Context: an optimization exercise on an open-source flow, tuned for small area and few clock cycles. The choices shown serve that exercise and are no tape-out recipe.
Only simulation tests tie the RTL to the original design; equivalence was not proved.
The series may have gaps, and a smaller design here may also do less where the tests do not look.

### flow/config.mk
export PLATFORM = sky130hd
export DESIGN_NAME = MDC
export DESIGN_NICKNAME = MDC
export VERILOG_FILES = /design/flow/design.v
export SDC_FILE = /design/flow/constraint.sdc
export NUM_CORES = 4
export LEC_CHECK = 0
export CAP_MARGIN = 20
export CORE_MARGIN = 2
export CORE_UTILIZATION = 40
export SLEW_MARGIN = 20
### flow/constraint.sdc
create_clock -name core_clock -period 16.0 [get_ports {clk}]
set_input_delay 3.2000 -clock core_clock [delete_from_list [all_inputs] [get_ports {clk}]]
set_output_delay 3.2000 -clock core_clock [all_outputs]
set_load 0.01 [all_outputs]
### flow/design.v
module HAMMING_IP #(parameter IP_BIT = 5
) (
    IN_code,
    OUT_code
);
input [IP_BIT+4-1:0]  IN_code;
output reg [IP_BIT-1:0] OUT_code;
genvar a,b,c,d,e;
integer i,j,k,l,m,n;
wire [3:0] end_xor_ord [ IP_BIT + 4 - 1 :0];
reg  [IP_BIT+4-1:0] CR_code;  
generate
    for ( a = 0; a < IP_BIT + 4 ; a = a + 1) begin : decoder_xor
        wire [3:0] temp_xor;
        assign temp_xor = ( IN_code [(IP_BIT+4-1) - a]) ? a[3:0]+ 4'd1 : 'd0;
        if ( a == 0 ) begin
            assign end_xor_ord[0] [3:0] = temp_xor;
        end
        else begin
            assign end_xor_ord[a] [3:0] = end_xor_ord[a-1] ^ temp_xor;
        end
    end
endgenerate
always @(*) begin
    CR_code = IN_code;
    CR_code [IP_BIT + 4 - end_xor_ord[IP_BIT + 4 - 1] ]=  ! IN_code [IP_BIT + 4 - end_xor_ord[IP_BIT + 4 - 1]];
end
always @(*) begin
    for ( i = IP_BIT -1 ; i>= 0 ; i = i - 1)begin
        if ( i == IP_BIT -1 )
            OUT_code[i] = CR_code [ (i - 2) + 4 ];
        else if (  i <= (IP_BIT -2)  & i >= (IP_BIT -4))
            OUT_code[i] = CR_code [ (i - 3) + 4 ];
        else
            OUT_code[i] = CR_code [ (i - 4) + 4 ];
    end
end
endmodule
module MDC(
    clk,
	rst_n,
	in_valid,
    in_data,
	in_mode,
    out_valid,
	out_data
);
input clk, rst_n, in_valid;
input [8:0] in_mode;
input [14:0] in_data;
output reg out_valid;
output reg [206:0] out_data;
parameter   IN_2CLK = 0,
            DET2    = 1,
            DET3    = 2,
            DET4    = 3;
genvar a,b,c,d,e;
integer i,j,k,l,m,n;
reg  n_out_valid;
reg  [206:0] n_out_data;
reg  [1:0] cs, ns;
reg  det2_end, det3_end, det4_end,end_signal, end_signal_delay;
reg  [4:0]  cnt64;
reg  [8:0]  in_mode_reg;
reg  [14:0] in_data_reg;
wire [4:0]  deHAM_mode;
wire [10:0] CR_code;
reg signed [10:0] CR_code_reg [0:15];
reg  [206:0] out_data_bkg_reg;
reg  [206:0] det_out;
reg ctl;
reg add_ctl;
reg [10:0] A11;
reg [22:0] B22;
reg [10:0] C11;
reg [22:0] D22;
reg [33:0] B22_Temp_reg;
wire [33:0] sum;
wire signed [44:0] rod_down_ab_add_c;
reg  signed [10:0] rod_down_a ;
reg  signed [33:0] rod_down_b ;
reg  signed [44:0] rod_down_c ;
wire signed [44:0] rod_down_ab;
wire  ctl_ab_add_c;
assign  rod_down_ab = rod_down_a * rod_down_b;
assign ctl_ab_add_c = cnt64 == 'd13 | cnt64 =='d17;
add_sub_49 add_sub_49 (
    .in1(rod_down_c), .in2(rod_down_ab), .ctl(ctl_ab_add_c), .sum(rod_down_ab_add_c)
);
always @(posedge clk or negedge rst_n) begin
    if (!rst_n)
        cs <= IN_2CLK;
    else
        cs <= ns;
end
always @(*) begin
    case (cs)
        IN_2CLK:if ( !in_valid) ns = IN_2CLK;
                else
                begin
                    case (deHAM_mode)
                        'b00100: ns = DET2;
                        'b00110: ns = DET3;
                        'b10110: ns = DET4;
                        default: ns = IN_2CLK;
                    endcase
                end
        DET2   : ns = ( det2_end )? IN_2CLK : DET2 ;
        DET3   : ns = ( det3_end )? IN_2CLK : DET3 ;
        DET4   : ns = ( det4_end )? IN_2CLK : DET4 ;
    endcase
end
HAMMING_IP  #( .IP_BIT(5)) in_mode_HAMMING(
    .IN_code(in_mode),
    .OUT_code(deHAM_mode)
);
always @(*) begin
    det2_end = (cs == DET2) & cnt64 == 'd16 ;
    det3_end = (cs == DET3) & cnt64 == 'd17 ;
    det4_end = (cs == DET4) & cnt64 == 'd19 ;   
    end_signal = det2_end | det3_end | det4_end;
end
always @( posedge clk or negedge rst_n) begin
    if (!rst_n)
        end_signal_delay <= 'd0;
    else
        end_signal_delay <= end_signal;
end
always @( posedge clk or negedge rst_n) begin
    if (!rst_n)
        for (i=0;i<=15;i=i+1)
            CR_code_reg[i] <= 'd0;
    else if (  (cs == DET4) & in_valid)
        begin
            CR_code_reg[7] <= CR_code;
            for ( j=0 ; j<7 ; j=j+1)
                CR_code_reg [j] <=  CR_code_reg [j+1];
        end
    else if ((in_valid | ( cnt64 == 'd16 | cnt64 =='d17 )) & cs != DET4 ) begin
        CR_code_reg[7] <= CR_code;
        for ( j=0 ; j<7 ; j=j+1)
            CR_code_reg [j] <=  CR_code_reg [j+1];
    end
end
always @( posedge clk or negedge rst_n) begin
    if (!rst_n)
        cnt64 <= 'd0;
    else if ( det2_end | det3_end |det4_end)
        cnt64 <= 'd0;
    else if (in_valid | cnt64 != 'd0 )
        cnt64 <= cnt64 + 'd1;
end
always @( posedge clk or negedge rst_n) begin
    if (!rst_n)
        in_mode_reg <= 'd0;
    else if (in_valid & cnt64 == 'd0)
        in_mode_reg <= in_mode;
end
always @( posedge clk or negedge rst_n) begin
    if (!rst_n)
        in_data_reg <= 'd0;
    else if (in_valid )
        in_data_reg <= in_data;
end
HAMMING_IP  #( .IP_BIT(11)) HAMMING_IP(
    .IN_code (in_data),
    .OUT_code(CR_code)
);
wire [22:0] det2x2_c_outA, det2x2_c_outB, det2x2_c_outC, det2x2_c_outA_plus;
det2x2_A det2x2_c_A (.in_A(CR_code_reg[0]),.in_B(CR_code_reg[1]),.in_C(CR_code_reg[4]),.in_D(CR_code_reg[5]),.DetOut2x2(det2x2_c_outA) );
det2x2_A det2x2_c_B (.in_A(CR_code_reg[0]),.in_B(CR_code_reg[2]),.in_C(CR_code_reg[4]),.in_D(CR_code_reg[6]),.DetOut2x2(det2x2_c_outB) );
det2x2_A det2x2_c_C (.in_A(CR_code_reg[0]),.in_B(CR_code_reg[3]),.in_C(CR_code_reg[4]),.in_D(CR_code_reg[7]),.DetOut2x2(det2x2_c_outC) );
det2x2_A det2x2_c_A_plus (.in_A(CR_code_reg[2]),.in_B(CR_code_reg[3]),.in_C(CR_code_reg[6]),.in_D(CR_code_reg[7]),.DetOut2x2(det2x2_c_outA_plus) );
always @( posedge clk or negedge rst_n) begin
    if (!rst_n) out_data_bkg_reg <= 'd0;
    else begin
        case (cs)
            IN_2CLK :;
            DET2    :
                        if (cnt64 >= 'd6 & cnt64 <= 'd116 & cnt64 != 'd9 & cnt64 != 'd13) begin
                            out_data_bkg_reg [22:0   ] <= det2x2_c_outA_plus        ;
                            out_data_bkg_reg [45:23  ] <= out_data_bkg_reg [22:0   ];
                            out_data_bkg_reg [68:46  ] <= out_data_bkg_reg [45:23  ];
                            out_data_bkg_reg [91:69  ] <= out_data_bkg_reg [68:46  ];
                            out_data_bkg_reg [114:92 ] <= out_data_bkg_reg [91:69  ];
                            out_data_bkg_reg [137:115] <= out_data_bkg_reg [114:92 ];
                            out_data_bkg_reg [160:138] <= out_data_bkg_reg [137:115];
                            out_data_bkg_reg [183:161] <= out_data_bkg_reg [160:138];
                            out_data_bkg_reg [206:184] <= out_data_bkg_reg [183:161];
                        end
            DET3    :   begin
                        if (cnt64 >= 'd8 & cnt64 <= 'd14 & cnt64 != 'd11 ) begin   
                            out_data_bkg_reg [114:92 ] <= det2x2_c_outA             ;
                            out_data_bkg_reg [137:115] <= out_data_bkg_reg [114:92 ];
                            out_data_bkg_reg [160:138] <= out_data_bkg_reg [137:115];
                            out_data_bkg_reg [183:161] <= out_data_bkg_reg [160:138];
                            out_data_bkg_reg [206:184] <= out_data_bkg_reg [183:161];
                        end
                        if (cnt64 >= 'd8 & cnt64 <= 'd13 & cnt64 != 'd10 & cnt64 != 'd11) begin
                            out_data_bkg_reg [22:0   ] <= det2x2_c_outB             ;
                            out_data_bkg_reg [45:23  ] <= out_data_bkg_reg [22:0   ];
                            out_data_bkg_reg [68:46  ] <= out_data_bkg_reg [45:23  ];
                            out_data_bkg_reg [91:69  ] <= out_data_bkg_reg [68:46  ];
                        end
                        end
            DET4    :begin
                        if (cnt64 >= 'd8 & cnt64 <= 'd10) begin   
                            out_data_bkg_reg [114:92 ] <= det2x2_c_outA             ;
                            out_data_bkg_reg [137:115] <= out_data_bkg_reg [114:92 ];
                            out_data_bkg_reg [160:138] <= out_data_bkg_reg [137:115];
                        end
                        if (cnt64 >= 'd8 & cnt64 <= 'd13 & cnt64 != 'd10 & cnt64 != 'd11) begin
                            out_data_bkg_reg [22:0   ] <= det2x2_c_outB             ;
                            out_data_bkg_reg [45:23  ] <= out_data_bkg_reg [22:0   ];
                            out_data_bkg_reg [68:46  ] <= out_data_bkg_reg [45:23  ];
                            out_data_bkg_reg [91:69  ] <= out_data_bkg_reg [68:46  ];
                        end
                        if (cnt64 == 'd8)
                            out_data_bkg_reg [183:161] <= det2x2_c_outC;
                    end
            default:;
        endcase
    end
end
always @( posedge clk or negedge rst_n) begin
    if (!rst_n) det_out <= 'd0;
    else if ( end_signal_delay) det_out <= 'd0;
    else begin
        case (cs)
            IN_2CLK :;
            DET2    :
                        if (cnt64 >= 'd6 & cnt64 <= 'd116 & cnt64 != 'd9 & cnt64 != 'd13) begin
                            det_out [22:0   ] <= det2x2_c_outA_plus    ;
                            det_out [45:23  ] <= det_out [22:0   ];
                            det_out [68:46  ] <= det_out [45:23  ];
                            det_out [91:69  ] <= det_out [68:46  ];
                            det_out [114:92 ] <= det_out [91:69  ];
                            det_out [137:115] <= det_out [114:92 ];
                            det_out [160:138] <= det_out [137:115];
                            det_out [183:161] <= det_out [160:138];
                            det_out [206:184] <= det_out [183:161];
                        end
            DET3    :   begin
                            if (cnt64 == 'd11 | cnt64 == 'd13 | cnt64 == 'd15 | cnt64 == 'd17) begin
                                det_out [50:0   ] <= {{17{sum[33]}},sum}   ;
                                det_out [101:51 ] <= det_out [50:0   ];
                                det_out [152:102] <= det_out [101:51 ];
                                det_out [203:153] <= det_out [152:102];
                            end
                        end
            DET4    :   begin
                            if ( cnt64 == 'd13 | cnt64 == 'd15 | cnt64 == 'd17 ) begin
                                det_out [44:0   ] <= rod_down_ab_add_c ;
                            end
                            if ( cnt64 == 'd19) begin
                                det_out  <= {{162{rod_down_ab_add_c[44]}},rod_down_ab_add_c} ;
                            end
                        end
            default:;
        endcase
    end
end
det_ord_down det_ord_down (
    .ctl,   
    .add_ctl, 
    .A11(A11),
    .B22(B22),
    .C11(C11),
    .D22(D22),
    .Temp(B22_Temp_reg),
    .sum(sum)
);
always @(*) begin
    if (cs == DET3) begin
        ctl = !cnt64[0];
        add_ctl = cnt64[0];
    end
    else begin
        ctl = cnt64[0];
        add_ctl = !cnt64[0];
    end
end
always @(*) begin
    case (cs)
        DET3:begin
            case (cnt64)
                10: A11 = CR_code_reg[6];
                11: A11 = CR_code_reg[7];
                12: A11 = CR_code_reg[5];
                13: A11 = CR_code_reg[6];
                14: A11 = CR_code_reg[6];
                15: A11 = CR_code_reg[7];
                16: A11 = CR_code_reg[5];
                17: A11 = CR_code_reg[6];
                default:A11 = 'd0;
            endcase
        end
        DET4: begin
            case (cnt64)
                11: A11 = CR_code_reg[6];
                12: A11 = CR_code_reg[7];
                13: A11 = CR_code_reg[3];
                14: A11 = CR_code_reg[5];
                15: A11 = CR_code_reg[1];
                16: A11 = CR_code_reg[3];
                17: A11 = CR_code_reg[0];
                18: A11 = CR_code_reg[2];
                default:A11 = 'd0;
            endcase
        end
        default: A11 = 'd0;
    endcase
end
always @(*) begin
    case (cs)
        DET3:begin
            case (cnt64)
                10: C11 = CR_code_reg[7];
                11: C11 = CR_code_reg[7];
                12: C11 = CR_code_reg[6];
                13: C11 = CR_code_reg[6];
                14: C11 = CR_code_reg[7];
                15: C11 = CR_code_reg[7];
                16: C11 = CR_code_reg[6];
                17: C11 = CR_code_reg[7];
                default:C11 = 'd0;
            endcase
        end
        DET4: begin
            case (cnt64)
                11: C11 = CR_code_reg[7];
                12: C11 = CR_code_reg[7];
                13: C11 = CR_code_reg[5];
                14: C11 = CR_code_reg[5];
                15: C11 = CR_code_reg[2];
                16: C11 = CR_code_reg[3];
                17: C11 = CR_code_reg[1];
                18: C11 = CR_code_reg[1];
                default:C11 = 'd0;
            endcase
        end
        default: C11 = 'd0;
    endcase
end
always @(*) begin
    case (cs)
        DET3:begin
            case (cnt64)
                10: B22 = out_data_bkg_reg [114:92 ];
                11: B22 = out_data_bkg_reg [160:138];
                12: B22 = out_data_bkg_reg [114:92 ];
                13: B22 = out_data_bkg_reg [160:138];
                14: B22 = out_data_bkg_reg [114:92 ];
                15: B22 = out_data_bkg_reg [160:138];
                16: B22 = out_data_bkg_reg [114:92 ];
                17: B22 = out_data_bkg_reg [137:115];
                default:B22 = 'd0;
            endcase
        end
        DET4: begin
            case (cnt64)
                11: B22 = out_data_bkg_reg [114:92 ];
                12: B22 = out_data_bkg_reg [137:115];
                13: B22 = out_data_bkg_reg [114:92 ];
                14: B22 = out_data_bkg_reg [91:69  ];
                15: B22 = out_data_bkg_reg [68:46  ];
                16: B22 = out_data_bkg_reg [160:138];
                17: B22 = out_data_bkg_reg [137:115];
                18: B22 = out_data_bkg_reg [160:138];
                default:B22 = 'd0;
            endcase
        end
        default :B22 = 'd0;
    endcase
end
always @(*) begin
    case (cs)
        DET3:begin
            case (cnt64)
                10: D22 = out_data_bkg_reg [45:23  ];
                11: D22 = out_data_bkg_reg [45:23  ];
                12: D22 = out_data_bkg_reg [22:0   ];
                13: D22 = out_data_bkg_reg [22:0   ];
                14: D22 = out_data_bkg_reg [45:23  ];
                15: D22 = out_data_bkg_reg [45:23  ];
                16: D22 = out_data_bkg_reg [22:0   ];
                17: D22 = out_data_bkg_reg [22:0   ];
                default:D22 = 'd0;
            endcase
        end
        DET4: begin
            case (cnt64)
                11: D22 = out_data_bkg_reg [22:0   ];
                12: D22 = out_data_bkg_reg [22:0   ];
                13: D22 = out_data_bkg_reg [183:161];
                14: D22 = out_data_bkg_reg [183:161];
                15: D22 = out_data_bkg_reg [183:161];
                16: D22 = out_data_bkg_reg [183:161];
                17: D22 = out_data_bkg_reg [91:69  ];
                18: D22 = out_data_bkg_reg [91:69  ];
                default:D22 = 'd0;
            endcase
        end
        default: D22 = 'd0;
    endcase
end
always @( posedge clk or negedge rst_n) begin
    if (!rst_n) B22_Temp_reg <= 'd0;
    else B22_Temp_reg <= sum;
end
always @(*) begin
    case (cnt64)
        13:rod_down_a =CR_code_reg[7];
        15:rod_down_a =CR_code_reg[6];
        17:rod_down_a =CR_code_reg[6];
        19:rod_down_a =CR_code_reg[7];
        default: rod_down_a = 'd0;
    endcase
end
always @(*) begin
        rod_down_b =B22_Temp_reg;
end
always @(*) begin
    case (cnt64)
        13:rod_down_c = 'd0;
        15:rod_down_c =det_out[44:0];
        17:rod_down_c =det_out[44:0];   
        19:rod_down_c =det_out[44:0];
        default: rod_down_c = 'd0;
    endcase
end
always @( posedge clk or negedge rst_n) begin
    if (!rst_n) out_valid <= 'd0;
    else out_valid <= n_out_valid;
end
always @(*) begin
    n_out_valid = end_signal;
end
always @(*) begin
    out_data = det_out & {207{out_valid}};
end
endmodule
module add_sub_36 (
    in1,in2,ctl,sum
);
parameter wordlength = 34;
input [wordlength-1:0] in1,in2;
input ctl;
output [wordlength-1:0] sum;
reg [wordlength-1:0] sum;
always @(in1 or in2 or ctl)begin
    if (ctl == 0)
        sum = in1 + in2;
    else
        sum = in1 - in2;
end
endmodule
module add_sub_49 (
    in1,in2,ctl,sum
);
parameter wordlength = 45;
input [wordlength-1:0] in1,in2;
input ctl;
output [wordlength-1:0] sum;
reg [wordlength-1:0] sum;
always @(in1 or in2 or ctl)begin
    if (ctl == 0)
        sum = in1 + in2;
    else
        sum = in1 - in2;
end
endmodule
module det2x2_A (
    input signed [10:0] in_A,
    input signed [10:0] in_B,
    input signed [10:0] in_C,
    input signed [10:0] in_D,
    output signed [22:0] DetOut2x2
);
    wire signed [22:0] A,B;
    assign A = in_A*in_D;
    assign B = in_B*in_C;
    assign DetOut2x2 = in_A*in_D-in_B*in_C;
endmodule
module det_ord_down (
    input  signed ctl,   
    input  signed add_ctl,
    input  signed [10:0] A11,
    input  signed [22:0] B22,
    input  signed [10:0] C11,
    input  signed [22:0] D22,
    input  signed [33:0] Temp,
    output signed [33:0] sum
);
    wire signed [33:0] in1, in2;
    wire signed [33:0] C11D22;
    assign C11D22 = C11*D22;
    assign in1 = A11*B22;
    assign in2 = (add_ctl) ? Temp : C11D22 ;
    add_sub_36 add_sub_36(.in1(in1), .in2(in2), .ctl(ctl), .sum(sum));
endmodule
### flow/run.sh
#!/bin/bash
# synth_recipe.tcl (not shown) runs the flow's synth.tcl, then flattens the netlist and writes it again
# the make line also repeats each setting of config.mk as NAME=value (left out here)
make -C /OpenROAD-flow-scripts/flow DESIGN_CONFIG=/design/flow/config.mk WORK_HOME=/design/flow/orfs CLKGATE_MAP_FILE= SYNTH_SCRIPT=/design/flow/synth_recipe.tcl finish
==> impl_summary.log, run 1 <==
INFO  metric crit_path_max_incr_delay = 0.76 ns
INFO  metric placedInstanceArea = approximately 0.11 mm²
INFO  metric tap-cell-count = 3384
INFO  metric final.setup.tns = 0 ns
INFO  metric worst_skew_pair.late_latency = 0.72 ns
INFO  metric vias_per_std_cell = 5.55
INFO  metric initial_cell_density_of_the_core = 40.1%
INFO  metric crit_path_end_kind = flip-flop
INFO  metric path_delay_family = compound AO/OA/AOI/OAI gates
INFO  metric synth-compound-area-share = 10.6%
INFO  metric met3_wirelength = 32600 µm
INFO  metric signal_buffer_area_fraction = between 3 and 4%
INFO  metric grt.met3_usage = 6.14%
INFO  metric synth-seq-area-share = 12.7%
INFO  metric worst_slew_pin_slew = 1.20 ns
INFO  metric drv_slew = 0
INFO  metric synth_fp_nets = ~14000
INFO  metric final.setup.worst_slack = 2.17 ns
INFO  metric final_common_cell = sky130_fd_sc_hd__fa_1
INFO  metric design.die.area = between 0.2 and 0.3 mm²
INFO  metric hold_violations = 0
INFO  metric final_period_minus_worst_setup_slack = 13.83 ns
INFO  metric worst_setup_hold_path_clk_slew = 0.06 ns
INFO  metric hold_ws = 0.474 ns
INFO  metric hold_path_depth = 2
INFO  metric multi_input_area = about 0.080 mm²
INFO  metric clock_buffers = 97
INFO  metric row_count = 186
INFO  metric post_drt_wl_per_cell = 23.5 µm
INFO  metric grt_usage = 26.7%
INFO  metric cts.root.buffer_cell = sky130_fd_sc_hd__clkbuf_16
INFO  metric layout.core_utilization = 43.3%
INFO  metric final_layout_size_suffix_gt1_share = around 5.0%
INFO  metric crit_fanout = 48
INFO  metric cpMostUsedCell = sky130_fd_sc_hd__fa_1
INFO  metric status = complete, no violations
INFO  metric htree_levels = 3
INFO  metric grt_pass1_vias = ~87000
INFO  metric yosys_most_used_dff = sky130_fd_sc_hd__dfrtp_1
INFO  metric synth.area.mux_share = 1.90%
INFO  metric cts_sinks = between 500 and 600
INFO  metric finish.net_count = approximately 14000
INFO  metric detailroute.wirelength.met2 = 158000 µm
INFO  metric critical_path.slowest_cell = sky130_fd_sc_hd__a22o_1
Testbench counts for the RTL of run 1, summed over its fixed seeds: cycles 13,073.
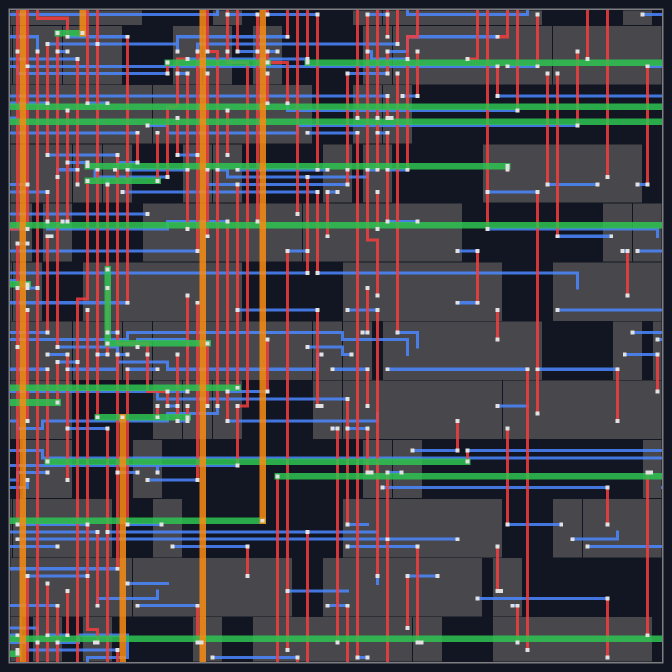
Fig. 1. Zoomed window (run 1).
Window x 240 to 270, y 240 to 270 µm. Cells in gray, sequential cells in the stronger gray; small squares are vias.
orange -> M4
red -> M2
green -> M3
blue -> M1
most frequent = fa_1 (20), inv_1 (17), nand2_1 (9)
cells with their middle in the window = 60
sequential cells in the window = 0

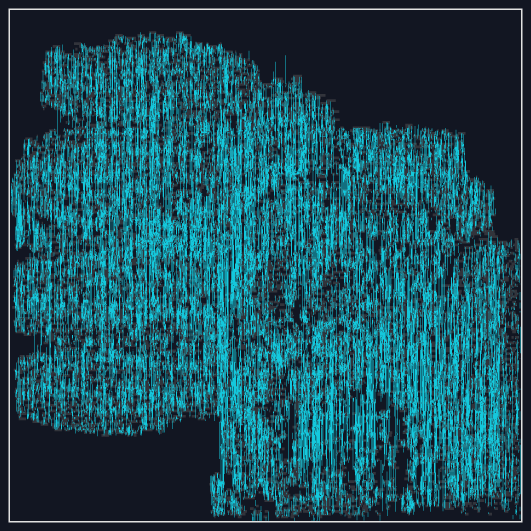
Fig. 2. Metal 2 (run 1).
(1 px per µm)
nets with wire on the layer = 11893
wire length on this layer = 158 mm
share of all routed wire = 45%
main direction = vertical
post-detailed-routing wire length: 349000 µm
global-route track usage on met2: 42.5%
total number of vias: 82463

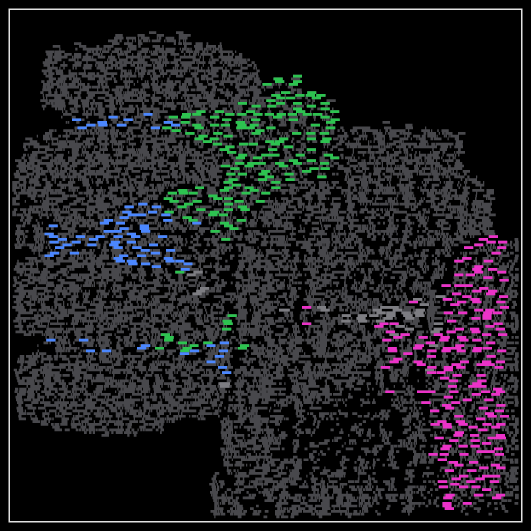
Fig. 3. Sequential cells colored by netlist name (run 1).
(1 px per µm)
green -> out_data_bkg_reg  # sequential cells 184, where top middle
magenta -> det_out  # sequential cells 207
blue -> CR_code_reg  # sequential cells 88
fraction of standard cell area that is sequential: 11.8%
Sequential cell area: 0.0131 mm²

Fig. 4: run 1, the clock network
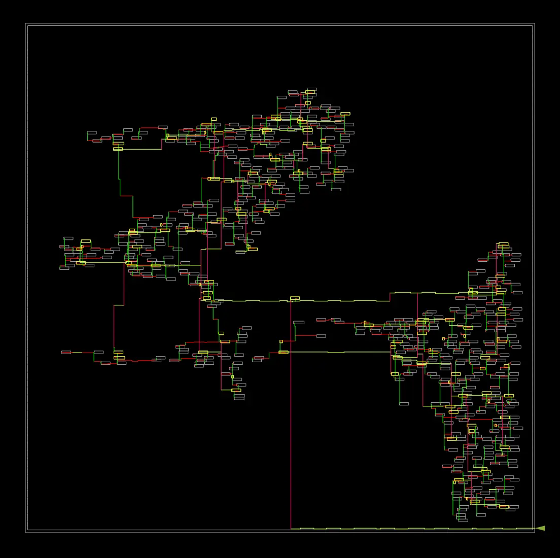

## Run 2: large edit since run 1, in outline
flow/design.v: 501 -> 2275 lines; modules unchanged: 1
  MDC: edited, 404 -> 263 lines
  mdc_pmac: new, 656 lines
  mdc_pmac_hi: new, 757 lines
  mdc_det2: new, 561 lines
  removed: add_sub_36, add_sub_49, det2x2_A, det_ord_down
==> module MDC as of run 2 <==
module MDC(
    input              clk,
    input              rst_n,
    input              in_valid,
    input      [14:0]  in_data,
    input      [8:0]   in_mode,
    output reg         out_valid,
    output     [206:0] out_data
);
function [3:0] syn15(input [14:0] c);
    integer p;
    begin
        syn15 = 4'd0;
        for (p = 1; p <= 15; p = p + 1)
            if (c[15-p]) syn15 = syn15 ^ p[3:0];
    end
endfunction
function [10:0] dec15(input [14:0] c);
    reg [3:0] s;
    reg [14:0] k;
    integer p;
    begin
        s = syn15(c);
        k = c;
        for (p = 1; p <= 15; p = p + 1)
            if (s == p[3:0]) k[15-p] = ~c[15-p];
        dec15 = {k[12], k[10], k[9], k[8], k[6], k[5], k[4], k[3], k[2], k[1], k[0]};
    end
endfunction
wire [10:0] xin = dec15(in_data);
wire [3:0] msyn = (in_mode[8] ? 4'd1 : 4'd0) ^ (in_mode[7] ? 4'd2 : 4'd0) ^
                  (in_mode[6] ? 4'd3 : 4'd0) ^ (in_mode[5] ? 4'd4 : 4'd0) ^
                  (in_mode[4] ? 4'd5 : 4'd0) ^ (in_mode[3] ? 4'd6 : 4'd0) ^
                  (in_mode[2] ? 4'd7 : 4'd0) ^ (in_mode[1] ? 4'd8 : 4'd0) ^
                  (in_mode[0] ? 4'd9 : 4'd0);
wire md4 = in_mode[6] ^ (msyn == 4'd3);
wire md1 = in_mode[2] ^ (msyn == 4'd7);
reg [4:0] cnt;       
reg       m3, m4;    
always @(posedge clk or negedge rst_n) begin
    if (!rst_n) begin
        cnt <= 5'd0;
        out_valid <= 1'b0;
    end else begin
        out_valid <= (cnt == 5'd16);
        if (cnt == 5'd16) cnt <= 5'd0;
        else if (in_valid) cnt <= cnt + 5'd1;
    end
end
always @(posedge clk or negedge rst_n) begin
    if (!rst_n) begin
        m3 <= 1'b0;
        m4 <= 1'b0;
    end else if (in_valid && cnt == 5'd0) begin
        m4 <= md4;
        m3 <= md1 & ~md4;
    end
end
wire m2 = ~m3 & ~m4;
wire mx = ~m2;
wire s6  = cnt == 5'd5;
wire s7  = cnt == 5'd6;
wire s8  = cnt == 5'd7;
wire s9  = cnt == 5'd8;
wire s10 = cnt == 5'd9;
wire s11 = cnt == 5'd10;
wire s12 = cnt == 5'd11;
wire s13 = cnt == 5'd12;
wire s14 = cnt == 5'd13;
wire s15 = cnt == 5'd14;
wire s16 = cnt == 5'd15;
wire s17 = cnt == 5'd16;
reg [10:0] E1, E2, E3, E4, E5, E6, E7;
always @(posedge clk) begin
    E1 <= xin; E2 <= E1; E3 <= E2; E4 <= E3; E5 <= E4; E6 <= E5; E7 <= E6;
end
reg [206:0] R;
reg [22:0]  X1, X2, X3;
wire [33:0] T0L = R[186:153];
wire [33:0] T1L = R[135:102];
wire [33:0] B0L = R[84:51];
wire [33:0] B1L = R[33:0];
wire [22:0] G1  = {R[206:187], R[152:150]};
wire [22:0] G2  = {R[149:136], R[101:93]};
wire [22:0] G3  = {R[92:85],   R[50:36]};
wire [44:0] ACC = R[44:0];
function [23:0] sx23(input [22:0] a); sx23 = {a[22], a}; endfunction
function [23:0] sx11(input [10:0] a); sx11 = {{13{a[10]}}, a}; endfunction
function [44:0] sx34(input [33:0] a); sx34 = {{11{a[33]}}, a}; endfunction
function [35:0] sx36(input [33:0] a); sx36 = {{2{a[33]}}, a}; endfunction
wire d_s8  = mx & s8;             
wire d_s9  = s9;                  
wire d_h15 = m4 & s15;            
wire d_h16 = m4 & s16;            
wire d_std = ~(d_s8 | d_s9 | d_h15 | d_h16);
wire [10:0] dp = ({11{d_std}} & E5) | ({11{d_s8}} & E7) | ({11{d_s9}} & E6) |
                 ({11{d_h15}} & E1) | ({11{d_h16}} & xin);
wire [10:0] dq = ({11{d_std | d_s8}} & xin) | ({11{d_s9}} & E1) |
                 ({11{d_h15}} & B0L[33:23]) | ({11{d_h16}} & T0L[33:23]);
wire [10:0] dr = ({11{d_std | d_s8}} & E4) | ({11{d_s9}} & E5) |
                 ({11{d_h15}} & E2) | ({11{d_h16}} & E1);
wire [10:0] ds = ({11{d_std}} & E1) | ({11{d_s8}} & E3) | ({11{d_s9}} & E2) |
                 ({11{d_h15}} & B1L[33:23]) | ({11{d_h16}} & T1L[33:23]);
wire [22:0] d2;
mdc_det2 u_d2 (.p(dp), .q(dq), .r(dr), .s(ds), .y(d2));
wire pair = s7 | s8 | (m3 & (s11 | s12));    
wire x1_in = s9 | s10 | (m4 & (s11 | s12));
wire x1_e4 = pair | (m4 & s13);
wire x1_e3 = m4 & s14;
wire x1_e2 = (m4 & s15) | (m3 & (s13 | s14 | s15));
wire x1_e1 = m3 & (s16 | s17);
wire [10:0] x1 = ({11{x1_in}} & xin) | ({11{x1_e4}} & E4) |
                 ({11{x1_e3}} & E3) | ({11{x1_e2}} & E2) | ({11{x1_e1}} & E1);
wire v1_x2 = s9 | (m3 & s14);
wire v1_g1 = s10 | (m3 & s16);
wire v1_x1 = (m4 & (s11 | s12)) | (m3 & s13);
wire v1_b1 = m4 & (s13 | s15);
wire v1_g3 = m4 & s14;
wire v1_g2 = m3 & (s15 | s17);
wire [23:0] v1 = ({24{pair}}  & sx11(E2)) | ({24{v1_x2}} & sx23(X2)) |
                 ({24{v1_g1}} & sx23(G1))  | ({24{v1_x1}} & sx23(X1)) |
                 ({24{v1_b1}} & {B1L[22] & s13, B1L[22:0]}) |
                 ({24{v1_g3}} & sx23(G3))  |
                 ({24{v1_g2}} & sx23(G2));
wire n1 = pair | s10 | (m4 & (s14 | s15));
wire s1_t0 = s10 | (m4 & s11) | (m3 & s13);
wire s1_t1 = (m4 & s12) | (m3 & s14);
wire s1_b0 = (m4 & s13) | (m3 & (s15 | s16));
wire s1_b1 = (m4 & s14) | (m3 & s17);
wire [35:0] S1 = ({36{s1_t0}} & sx36(T0L)) | ({36{s1_t1}} & sx36(T1L)) |
                 ({36{s1_b0}} & sx36(B0L)) | ({36{s1_b1}} & sx36(B1L));
wire [35:0] y1;
mdc_pmac u_p1 (.x(x1), .n(n1), .v(v1), .s(S1), .y(y1));
wire x2_in = s9 | s10 | (m4 & (s11 | s12)) | (m3 & s14);
wire x2_e3 = m4 & s13;
wire x2_e2 = (m4 & s14) | (m3 & s13);
wire x2_e1 = (m4 & (s15 | s16 | s17)) | (m3 & (s15 | s16));
wire [10:0] x2 = ({11{x2_in}} & xin) | ({11{pair}} & E6) | ({11{x2_e3}} & E3) |
                 ({11{x2_e2}} & E2) | ({11{x2_e1}} & E1);
wire v2_g3 = s9 | (m3 & s13);
wire v2_g2 = m4 & (s10 | s11);
wire v2_b1 = (m3 & (s10 | s15)) | (m4 & s13);
wire v2_g1 = m4 & s12;
wire v2_x2 = m4 & s14;
wire v2_b0 = (m4 & s15) | (m3 & s14);
wire v2_t0 = m4 & s17;
wire v2_t1 = m4 & s16;
wire v2_x3 = m3 & s16;
wire [23:0] v2 = ({24{pair}}  & sx11(xin)) | ({24{v2_g3}} & sx23(G3)) |
                 ({24{v2_g2}} & sx23(G2)) | ({24{v2_b1}} & sx23(B1L[22:0])) |
                 ({24{v2_g1}} & sx23(G1)) | ({24{v2_x2}} & sx23(X2)) |
                 ({24{v2_b0}} & {B0L[22] & m3, B0L[22:0]}) |
                 ({24{v2_t0}} & {1'b0, T0L[22:0]}) | ({24{v2_t1}} & {1'b0, T1L[22:0]}) | ({24{v2_x3}} & sx23(X3));
wire n2 = (m4 & (s10 | s11 | s16)) | (m3 & (s13 | s14 | s16));
wire chain = pair | (m4 & (s14 | s15));
wire s2_ac = m4 & (s16 | s17);
wire s2_t1 = (m4 & s10) | (m3 & s13);
wire s2_b0 = m4 & s12;
wire s2_b1 = m3 & s16;
wire [44:0] S2 = ({45{chain}} & {{9{y1[35]}}, y1}) | ({45{s2_ac}} & ACC) | ({45{s2_t1}} & sx34(T1L)) |
                 ({45{s2_b0}} & sx34(B0L)) | ({45{s2_b1}} & sx34(B1L));
wire hi2 = m4 & (s16 | s17);     
wire [44:0] y2;
mdc_pmac_hi u_p2 (.x(x2), .n(n2), .v(v2), .s(S2), .h({22{hi2}} & X3[21:0]), .y(y2));
wire sh = m2 & (cnt >= 5'd5) & (cnt <= 5'd15) & (cnt[1:0] != 2'd0);
wire w_g1_y2 = mx & s7;                                   
wire w_g1_d2 = m3 & s10;                                  
wire w_t0    = (mx & (s9 | s10)) | (m4 & s11) | (m3 & s13);
wire w_g2    = (mx & s8) | (m3 & s11);                    
wire w_t1_y2 = (mx & (s9 | s10)) | (m3 & s13);
wire w_t1_y1 = (m4 & s12) | (m3 & s14);
wire w_g3    = mx & s8;                                   
wire w_b0_y2 = (m4 & (s11 | s12)) | (m3 & (s11 | s14));
wire w_b0_y1 = (m4 & s13) | (m3 & (s15 | s16));
wire w_acc   = m4 & (s15 | s16 | s17);
wire w_b1_d2 = (mx & s9) | (m3 & s12);                    
wire w_b1_y2 = (m4 & (s13 | s14 | s15 | s16 | s17)) | (m3 & (s15 | s16));
wire w_b1_y1 = m3 & s17;
always @(posedge clk)
    R[206:187] <= ({20{~(sh | w_g1_y2 | w_g1_d2)}} & R[206:187]) |
        ({20{sh}} & R[183:164]) |
        ({20{w_g1_y2}} & y2[22:3]) |
        ({20{w_g1_d2}} & d2[22:3]);
always @(posedge clk)
    R[186:153] <= ({34{~(sh | w_t0)}} & R[186:153]) |
        ({34{sh}} & R[163:130]) |
        ({34{w_t0}} & y1[33:0]);
always @(posedge clk)
    R[152:150] <= ({3{~(sh | w_g1_y2 | w_g1_d2)}} & R[152:150]) |
        ({3{sh}} & R[129:127]) |
        ({3{w_g1_y2}} & y2[2:0]) |
        ({3{w_g1_d2}} & d2[2:0]);
always @(posedge clk)
    R[149:136] <= ({14{~(sh | w_g2)}} & R[149:136]) |
        ({14{sh}} & R[126:113]) |
        ({14{w_g2}} & d2[22:9]);
always @(posedge clk)
    R[135:102] <= ({34{~(sh | w_t1_y2 | w_t1_y1)}} & R[135:102]) |
        ({34{sh}} & R[112:79]) |
        ({34{w_t1_y2}} & y2[33:0]) |
        ({34{w_t1_y1}} & y1[33:0]);
always @(posedge clk)
    R[101:93] <= ({9{~(sh | w_g2)}} & R[101:93]) |
        ({9{sh}} & R[78:70]) |
        ({9{w_g2}} & d2[8:0]);
always @(posedge clk)
    R[92:85] <= ({8{~(sh | w_g3)}} & R[92:85]) |
        ({8{sh}} & R[69:62]) |
        ({8{w_g3}} & y2[22:15]);
always @(posedge clk)
    R[84:51] <= ({34{~(sh | w_b0_y2 | w_b0_y1)}} & R[84:51]) |
        ({34{sh}} & R[61:28]) |
        ({34{w_b0_y2}} & y2[33:0]) |
        ({34{w_b0_y1}} & y1[33:0]);
always @(posedge clk)
    R[50:45] <= ({6{~(sh | w_g3)}} & R[50:45]) |
        ({6{sh}} & R[27:22]) |
        ({6{w_g3}} & y2[14:9]);
always @(posedge clk)
    R[44:36] <= ({9{~(sh | w_g3 | w_acc)}} & R[44:36]) |
        ({9{sh}} & R[21:13]) |
        ({9{w_g3}} & y2[8:0]) |
        ({9{w_acc}} & y2[44:36]);
always @(posedge clk)
    R[35:34] <= ({2{~(sh | w_acc)}} & R[35:34]) |
        ({2{sh}} & R[12:11]) |
        ({2{w_acc}} & y2[35:34]);
always @(posedge clk)
    R[33:23] <= ({11{~(sh | w_b1_y2 | w_b1_y1)}} & R[33:23]) |
        ({11{sh}} & R[10:0]) |
        ({11{w_b1_y2}} & y2[33:23]) |
        ({11{w_b1_y1}} & y1[33:23]);
always @(posedge clk)
    R[22:0] <= ({23{~((w_b1_d2 | sh) | w_b1_y2 | w_b1_y1)}} & R[22:0]) |
        ({23{(w_b1_d2 | sh)}} & d2) |
        ({23{w_b1_y2}} & y2[22:0]) |
        ({23{w_b1_y1}} & y1[22:0]);
always @(posedge clk) begin
    if (mx & s6) X1 <= d2;                  
    if (mx & s7) X2 <= d2;                  
    if ((m3 & s12) | (m4 & (s15 | s16)))    
        X3 <= ({23{m3}} & y2[22:0]) | ({23{m4}} & d2);
end
wire ov2 = out_valid & m2;
wire ov3 = out_valid & m3;
wire ov4 = out_valid & m4;
genvar b;
generate
    for (b = 0; b < 207; b = b + 1) begin : g_out
        localparam integer K3 = b / 51;
        localparam integer O3 = b % 51;
        wire r3;
        if (b >= 204)       assign r3 = 1'b0;
        else if (O3 < 34)   assign r3 = ov3 & R[b];
        else                assign r3 = ov3 & R[51*K3 + 33];
        wire r4 = (b < 45) ? (ov4 & R[b]) : (ov4 & R[44]);
        if (b < 34)
            assign out_data[b] = out_valid & R[b];
        else
            assign out_data[b] = (ov2 & R[b]) | r3 | r4;
    end
endgenerate
endmodule
==> flow/flow/run.sh (new file) <==
#!/bin/bash
# Standard layout, with the smallest buffer cell for the port buffers.
export BUFFER_PORTS_ARGS="-buffer_cell sky130_fd_sc_hd__buf_1"
bash standard.sh > standard_flow.log 2>&1
==> flow/standard.sh (new file) <==
#!/bin/bash
# synth_recipe.tcl (not shown) runs the flow's synth.tcl, then flattens the netlist and writes it again
# the make line also repeats each setting of config.mk as NAME=value (left out here)
make -C /OpenROAD-flow-scripts/flow DESIGN_CONFIG=/design/flow/config.mk WORK_HOME=/design/flow/orfs CLKGATE_MAP_FILE= SYNTH_SCRIPT=/design/flow/synth_recipe.tcl "${@:-finish}"
--- a/flow/config.mk
+++ b/flow/config.mk
@@ -6,6 +6,9 @@
 export NUM_CORES = 4
 export LEC_CHECK = 0
+export ABC_AREA = 1
 export CAP_MARGIN = 20
 export CORE_MARGIN = 2
-export CORE_UTILIZATION = 40
+export CORE_UTILIZATION = 50
+export PLACE_DENSITY = 0.62
 export SLEW_MARGIN = 20
+export SYNTH_HIERARCHICAL = 1
removed: flow/run.sh
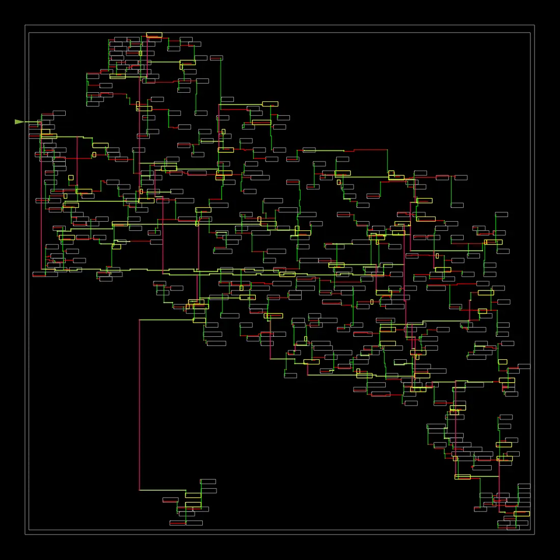
Fig. 5. The clock network (run 2).
clock insertion delay at the later pin of the skew report: 0.65 ns
Layout clock buffers: 60
TritonCTS sink count: 361

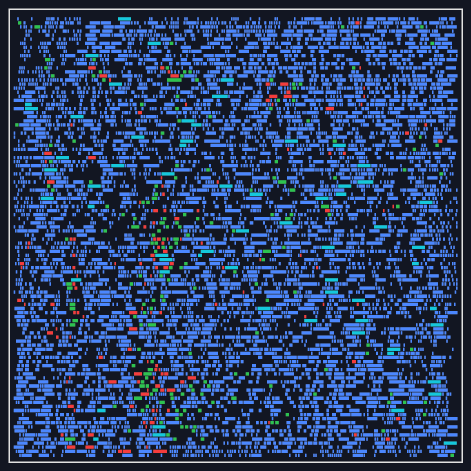
Fig. 6. Drive-strength map (run 2).
(1.5 px per µm)
cyan -> x6 and larger  # cells 63
blue -> x1 and smaller  # cells 5628
green -> x3 and x4  # cells 184
red -> x2  # cells 142

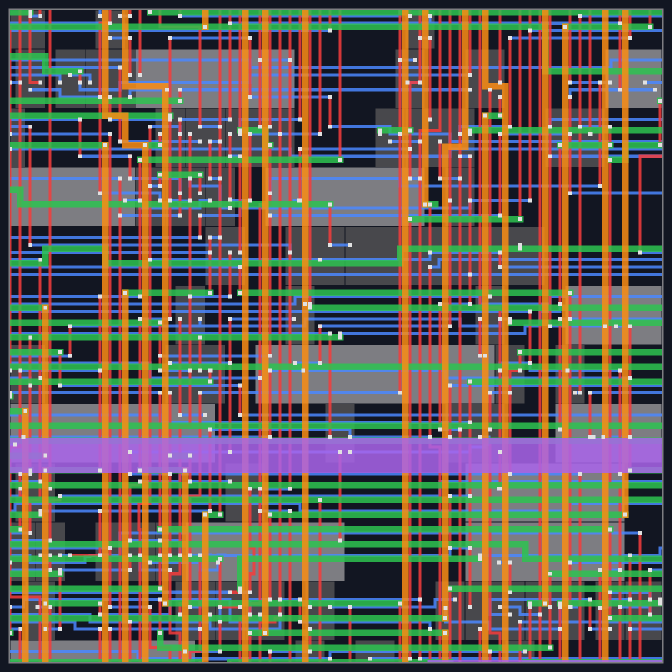
Fig. 7. Zoomed window (run 2).
Window x 135 to 165, y 135 to 165 µm. Cells in gray, sequential cells in the stronger gray; small squares are vias.
purple -> M5
orange -> M4
blue -> M1
red -> M2
green -> M3
most frequent = nand2_1 (17)
cells with their middle in the window = 53
netlist names of flops here include = R (5), X1 (2)
sequential cells in the window = 8

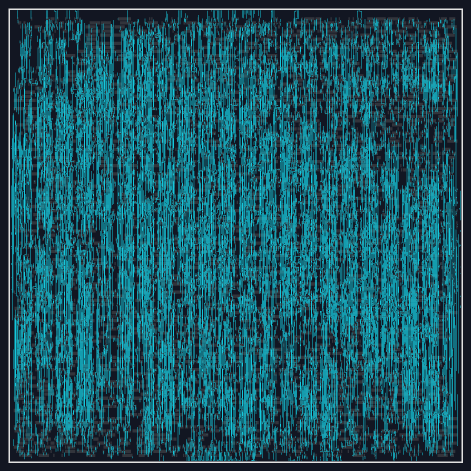
Fig. 8. Metal 2 (run 2).
(1.5 px per µm)
share of all routed wire = 39%
main direction = vertical

==> impl_summary.log, run 2 <==
INFO  metric yosys_most_used_dff = sky130_fd_sc_hd__dfxtp_1
INFO  metric drv_slew = 0
INFO  metric seq_area_share = 16.6%
INFO  metric worst_setup_hold_path_clk_slew = around 0.060 ns
INFO  metric dr_total_vias = 46968
INFO  metric hold_ws = 0.354 ns
INFO  metric final_layout_size_suffix_gt1_share = under 10%
INFO  metric row_count = 108
INFO  metric initial_cell_density_of_the_core = 50.7%
INFO  metric multi_input_area = 0.0309 mm²
INFO  metric grt.met3_usage = between 20% and 30%
INFO  metric synth-seq-area-share = a little under a fifth
INFO  metric synth-compound-area-share = around 20%
INFO  metric status = complete, no violations
INFO  metric final.setup.tns = 0 ns
INFO  metric final_common_cell = sky130_fd_sc_hd__nand2_1
INFO  metric layout.area.seq = 0.00796 mm²
INFO  metric postRouteWirelength = 236000 µm
INFO  metric finish.net_count = around 6600
INFO  metric crit_path_end_kind = flip-flop
INFO  metric met3_wirelength = between 30000 and 40000 µm
INFO  metric grt_usage = 51.4%
INFO  metric signal_buffer_area_fraction = 4.27%
INFO  metric synth_fp_nets = 6498
INFO  metric vias_per_std_cell = 6.53
Testbench counts for the RTL of run 2, summed over its fixed seeds: cycles 12,240.
Fig. 9: run 2, clock tree after CTS
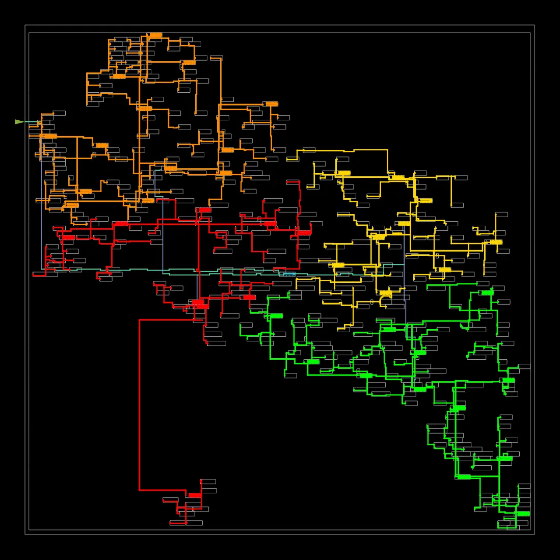

==> run 3: changes to the inputs <==
--- a/flow/design.v
+++ b/flow/design.v
@@ -115,3 +115,3 @@
 reg [206:0] R;
-reg [22:0]  X1, X2, X3;
+reg [22:0]  MA, MB, MC;
 wire [33:0] T0L = R[186:153];
@@ -146,23 +146,18 @@
 wire x1_e4 = pair | (m4 & s13);
-wire x1_e3 = m4 & s14;
-wire x1_e2 = (m4 & s15) | (m3 & (s13 | s14 | s15));
-wire x1_e1 = m3 & (s16 | s17);
+wire x1_e2 = (m4 & (s14 | s15)) | (m3 & (s13 | s14));
+wire x1_e1 = m3 & (s15 | s16);
 wire [10:0] x1 = ({11{x1_in}} & xin) | ({11{x1_e4}} & E4) |
-                 ({11{x1_e3}} & E3) | ({11{x1_e2}} & E2) | ({11{x1_e1}} & E1);
-wire v1_x2 = s9 | (m3 & s14);
+                 ({11{x1_e2}} & E2) | ({11{x1_e1}} & E1);
+wire v1_x2 = s9 | s14;
 wire v1_g1 = s10 | (m3 & s16);
 wire v1_x1 = (m4 & (s11 | s12)) | (m3 & s13);
-wire v1_b1 = m4 & (s13 | s15);
-wire v1_g3 = m4 & s14;
-wire v1_g2 = m3 & (s15 | s17);
-wire [23:0] v1 = ({24{pair}}  & sx11(E2)) | ({24{v1_x2}} & sx23(X2)) |
-                 ({24{v1_g1}} & sx23(G1))  | ({24{v1_x1}} & sx23(X1)) |
-                 ({24{v1_b1}} & {B1L[22] & s13, B1L[22:0]}) |
-                 ({24{v1_g3}} & sx23(G3))  |
-                 ({24{v1_g2}} & sx23(G2));
-wire n1 = pair | s10 | (m4 & (s14 | s15));
+wire v1_b1 = (m4 & (s13 | s15)) | (m3 & s15);
+wire [23:0] v1 = ({24{pair}}  & sx11(E2)) | ({24{v1_x2}} & sx23(MB)) |
+                 ({24{v1_g1}} & sx23(G1))  | ({24{v1_x1}} & sx23(MA)) |
+                 ({24{v1_b1}} & {B1L[22] & (s13 | m3), B1L[22:0]});
+wire n1 = pair | s10 | (m4 & s15);
 wire s1_t0 = s10 | (m4 & s11) | (m3 & s13);
 wire s1_t1 = (m4 & s12) | (m3 & s14);
-wire s1_b0 = (m4 & s13) | (m3 & (s15 | s16));
-wire s1_b1 = (m4 & s14) | (m3 & s17);
+wire s1_b0 = (m4 & s13) | (m3 & s16);
+wire s1_b1 = m4 & s14;
 wire [35:0] S1 = ({36{s1_t0}} & sx36(T0L)) | ({36{s1_t1}} & sx36(T1L)) |
@@ -172,12 +167,11 @@
 wire x2_in = s9 | s10 | (m4 & (s11 | s12)) | (m3 & s14);
-wire x2_e3 = m4 & s13;
-wire x2_e2 = (m4 & s14) | (m3 & s13);
-wire x2_e1 = (m4 & (s15 | s16 | s17)) | (m3 & (s15 | s16));
+wire x2_e3 = m4 & (s13 | s14);
+wire x2_e2 = m3 & (s13 | s15);
+wire x2_e1 = (m4 & (s15 | s16 | s17)) | (m3 & (s16 | s17));
 wire [10:0] x2 = ({11{x2_in}} & xin) | ({11{pair}} & E6) | ({11{x2_e3}} & E3) |
                  ({11{x2_e2}} & E2) | ({11{x2_e1}} & E1);
-wire v2_g3 = s9 | (m3 & s13);
-wire v2_g2 = m4 & (s10 | s11);
-wire v2_b1 = (m3 & (s10 | s15)) | (m4 & s13);
+wire v2_g3 = s9 | (m3 & s13) | (m4 & s14);
+wire v2_g2 = (m4 & (s10 | s11)) | (m3 & (s15 | s17));
+wire v2_b1 = (m3 & s10) | (m4 & s13);
 wire v2_g1 = m4 & s12;
-wire v2_x2 = m4 & s14;
 wire v2_b0 = (m4 & s15) | (m3 & s14);
@@ -188,6 +182,6 @@
                  ({24{v2_g2}} & sx23(G2)) | ({24{v2_b1}} & sx23(B1L[22:0])) |
-                 ({24{v2_g1}} & sx23(G1)) | ({24{v2_x2}} & sx23(X2)) |
+                 ({24{v2_g1}} & sx23(G1)) |
                  ({24{v2_b0}} & {B0L[22] & m3, B0L[22:0]}) |
-                 ({24{v2_t0}} & {1'b0, T0L[22:0]}) | ({24{v2_t1}} & {1'b0, T1L[22:0]}) | ({24{v2_x3}} & sx23(X3));
-wire n2 = (m4 & (s10 | s11 | s16)) | (m3 & (s13 | s14 | s16));
+                 ({24{v2_t0}} & {1'b0, T0L[22:0]}) | ({24{v2_t1}} & {1'b0, T1L[22:0]}) | ({24{v2_x3}} & sx23(MC));
+wire n2 = (m4 & (s10 | s11 | s14 | s16)) | (m3 & (s13 | s14 | s16));
 wire chain = pair | (m4 & (s14 | s15));
@@ -195,4 +189,4 @@
 wire s2_t1 = (m4 & s10) | (m3 & s13);
-wire s2_b0 = m4 & s12;
-wire s2_b1 = m3 & s16;
+wire s2_b0 = (m4 & s12) | (m3 & s15);
+wire s2_b1 = m3 & (s16 | s17);
 wire [44:0] S2 = ({45{chain}} & {{9{y1[35]}}, y1}) | ({45{s2_ac}} & ACC) | ({45{s2_t1}} & sx34(T1L)) |
@@ -201,3 +195,3 @@
 wire [44:0] y2;
-mdc_pmac_hi u_p2 (.x(x2), .n(n2), .v(v2), .s(S2), .h({22{hi2}} & X3[21:0]), .y(y2));
+mdc_pmac_hi u_p2 (.x(x2), .n(n2), .v(v2), .s(S2), .h({22{hi2}} & MC[21:0]), .y(y2));
 wire sh = m2 & (cnt >= 5'd5) & (cnt <= 5'd15) & (cnt[1:0] != 2'd0);
@@ -210,8 +204,8 @@
 wire w_g3    = mx & s8;                                   
-wire w_b0_y2 = (m4 & (s11 | s12)) | (m3 & (s11 | s14));
-wire w_b0_y1 = (m4 & s13) | (m3 & (s15 | s16));
+wire w_b0_y2 = (m4 & (s11 | s12)) | (m3 & (s11 | s14 | s15));
+wire w_b0_y1 = (m4 & s13) | (m3 & s16);
 wire w_acc   = m4 & (s15 | s16 | s17);
 wire w_b1_d2 = (mx & s9) | (m3 & s12);                    
-wire w_b1_y2 = (m4 & (s13 | s14 | s15 | s16 | s17)) | (m3 & (s15 | s16));
-wire w_b1_y1 = m3 & s17;
+wire w_b1_y2 = (m4 & (s13 | s14 | s15 | s16 | s17)) | (m3 & (s16 | s17));
+wire w_b1_y1 = m3 & s15;
 always @(posedge clk)
@@ -276,6 +270,6 @@
 always @(posedge clk) begin
-    if (mx & s6) X1 <= d2;                  
-    if (mx & s7) X2 <= d2;                  
+    if (mx & s6) MA <= d2;                  
+    if (mx & s7) MB <= d2;                  
     if ((m3 & s12) | (m4 & (s15 | s16)))    
-        X3 <= ({23{m3}} & y2[22:0]) | ({23{m4}} & d2);
+        MC <= ({23{m3}} & y2[22:0]) | ({23{m4}} & d2);
 end
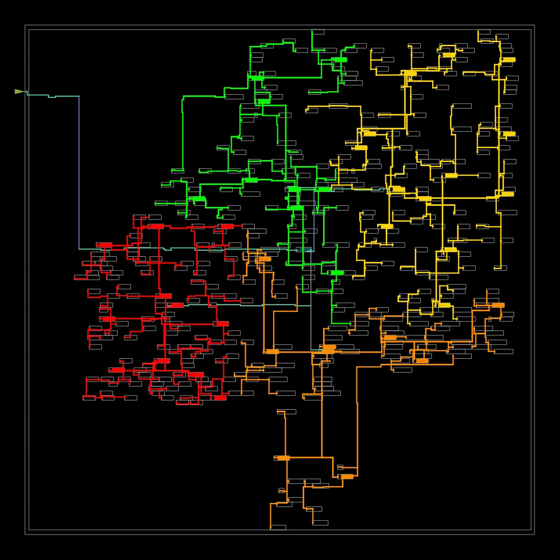
Fig. 10. Clock tree after CTS (run 3).
CTS Buf Count: 43
FFs & Latches: 361
total number of H-tree levels: 2
Root Buffer: sky130_fd_sc_hd__clkbuf_16

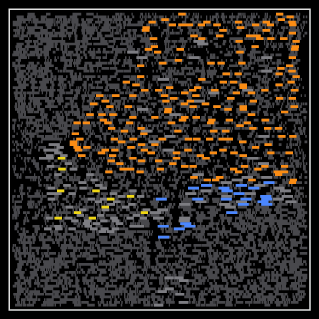
Fig. 11. Sequential cells colored by netlist name (run 3).
(1 px per µm)
fraction of standard cell area that is sequential: 16.9%
final core utilization: 54.4%
Sequential cell area: 0.00796 mm²

==> impl_summary.log, run 3 <==
INFO  metric status = complete, no violations
INFO  metric grt_usage = 49.5%
INFO  metric grt.met3_usage = 21.1%
INFO  metric met3_wirelength = 34200 µm
INFO  metric tap-cell-count = 1155
INFO  metric final.setup.tns = 0 ns
INFO  metric cpMostUsedCell = sky130_fd_sc_hd__nand2_1
INFO  metric path_delay_family = adder cells
INFO  metric row_count = 108
INFO  metric clock_buffers = 66
INFO  metric detailroute.wirelength.met2 = 87300 µm
INFO  metric hold_path_depth = 0
INFO  metric post_drt_wl_per_cell = 32.1 µm
INFO  metric vias_per_std_cell = 6.46
INFO  metric crit_fanout = 12
INFO  metric synth.area.mux_share = 0.0689%
INFO  metric cts_sinks = ~360
INFO  metric design.die.area = 0.0895 mm²
INFO  metric critical_path.slowest_cell = sky130_fd_sc_hd__fa_1
INFO  metric initial_cell_density_of_the_core = 50.3%
INFO  metric final_period_minus_worst_setup_slack = 15.16 ns
INFO  metric crit_path_max_incr_delay = 0.70 ns
INFO  metric hold_violations = 0
INFO  metric synth-compound-area-share = 19.7%
INFO  metric worst_setup_hold_path_clk_slew = 0.06 ns
INFO  metric crit_path_end_kind = flip-flop
INFO  metric finish.net_count = about 6500
INFO  metric placedInstanceArea = roughly 0.046 mm²
INFO  metric synth-seq-area-share = 18.3%
INFO  metric final_layout_size_suffix_gt1_share = 6.22%
INFO  metric synth_fp_nets = between 6000 and 7000
INFO  metric final.setup.worst_slack = 0.840 ns
Testbench counts for the RTL of run 3, summed over its fixed seeds: cycles 12,240.
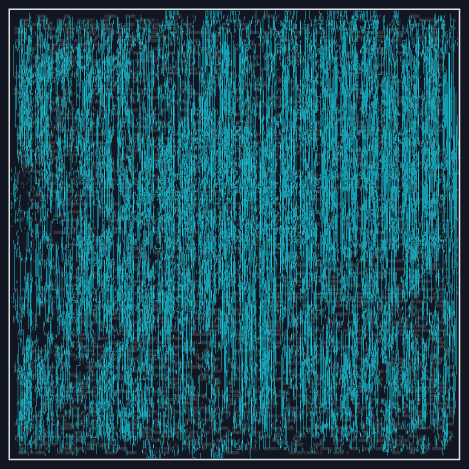
Fig. 12. Metal 2 (run 3).
(1.5 px per µm)
total number of vias: 45453
global-route track usage on met2: 67.0%
post-detailed-routing wire length: 226000 µm

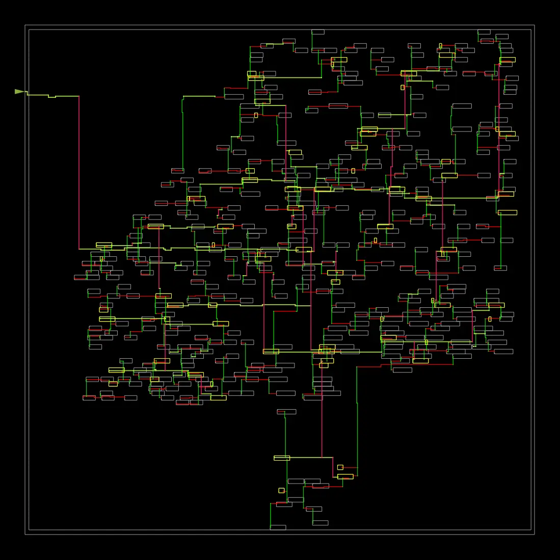
Fig. 13. The clock network (run 3).
setup skew after layout: 0.0287 ns
clock insertion delay at the later pin of the skew report: 0.63 ns

[separate check: timing with driven ports]
No port has a modelled driver above. Below, the same layouts with a new extraction and two added sets of constraints. Step 1 (the two cells are an assumption about what drives the block):
set clk [get_ports {clk}]
set_driving_cell -lib_cell sky130_fd_sc_hd__clkbuf_16 $clk
set_driving_cell -lib_cell sky130_fd_sc_hd__buf_2 [delete_from_list [all_inputs] $clk]
Step 2 moves the port delays by t, midway between the first and last clock arrival at a register: inputs arrive t later, outputs are due t later. That takes back most of the time a late clock gives input paths. Three values: no drivers, after step 1, after step 2; two values: the first two.
run | t, ns | setup WS [ns] | pins driven straight from the clock port
run 1 | 0.790 | 2.174 / 2.174 / 2.174 | 1
run 2 | 0.699 | 0.899 / 0.947 / 0.248 | 1
run 3 | 0.689 | 0.840 / 0.896 / 0.207 | 1
After both steps every run listed still meets setup and hold. For run 2, which loses most, drivers alone change the setup slack by +0.048 ns; drivers and shift together by -0.651 ns.
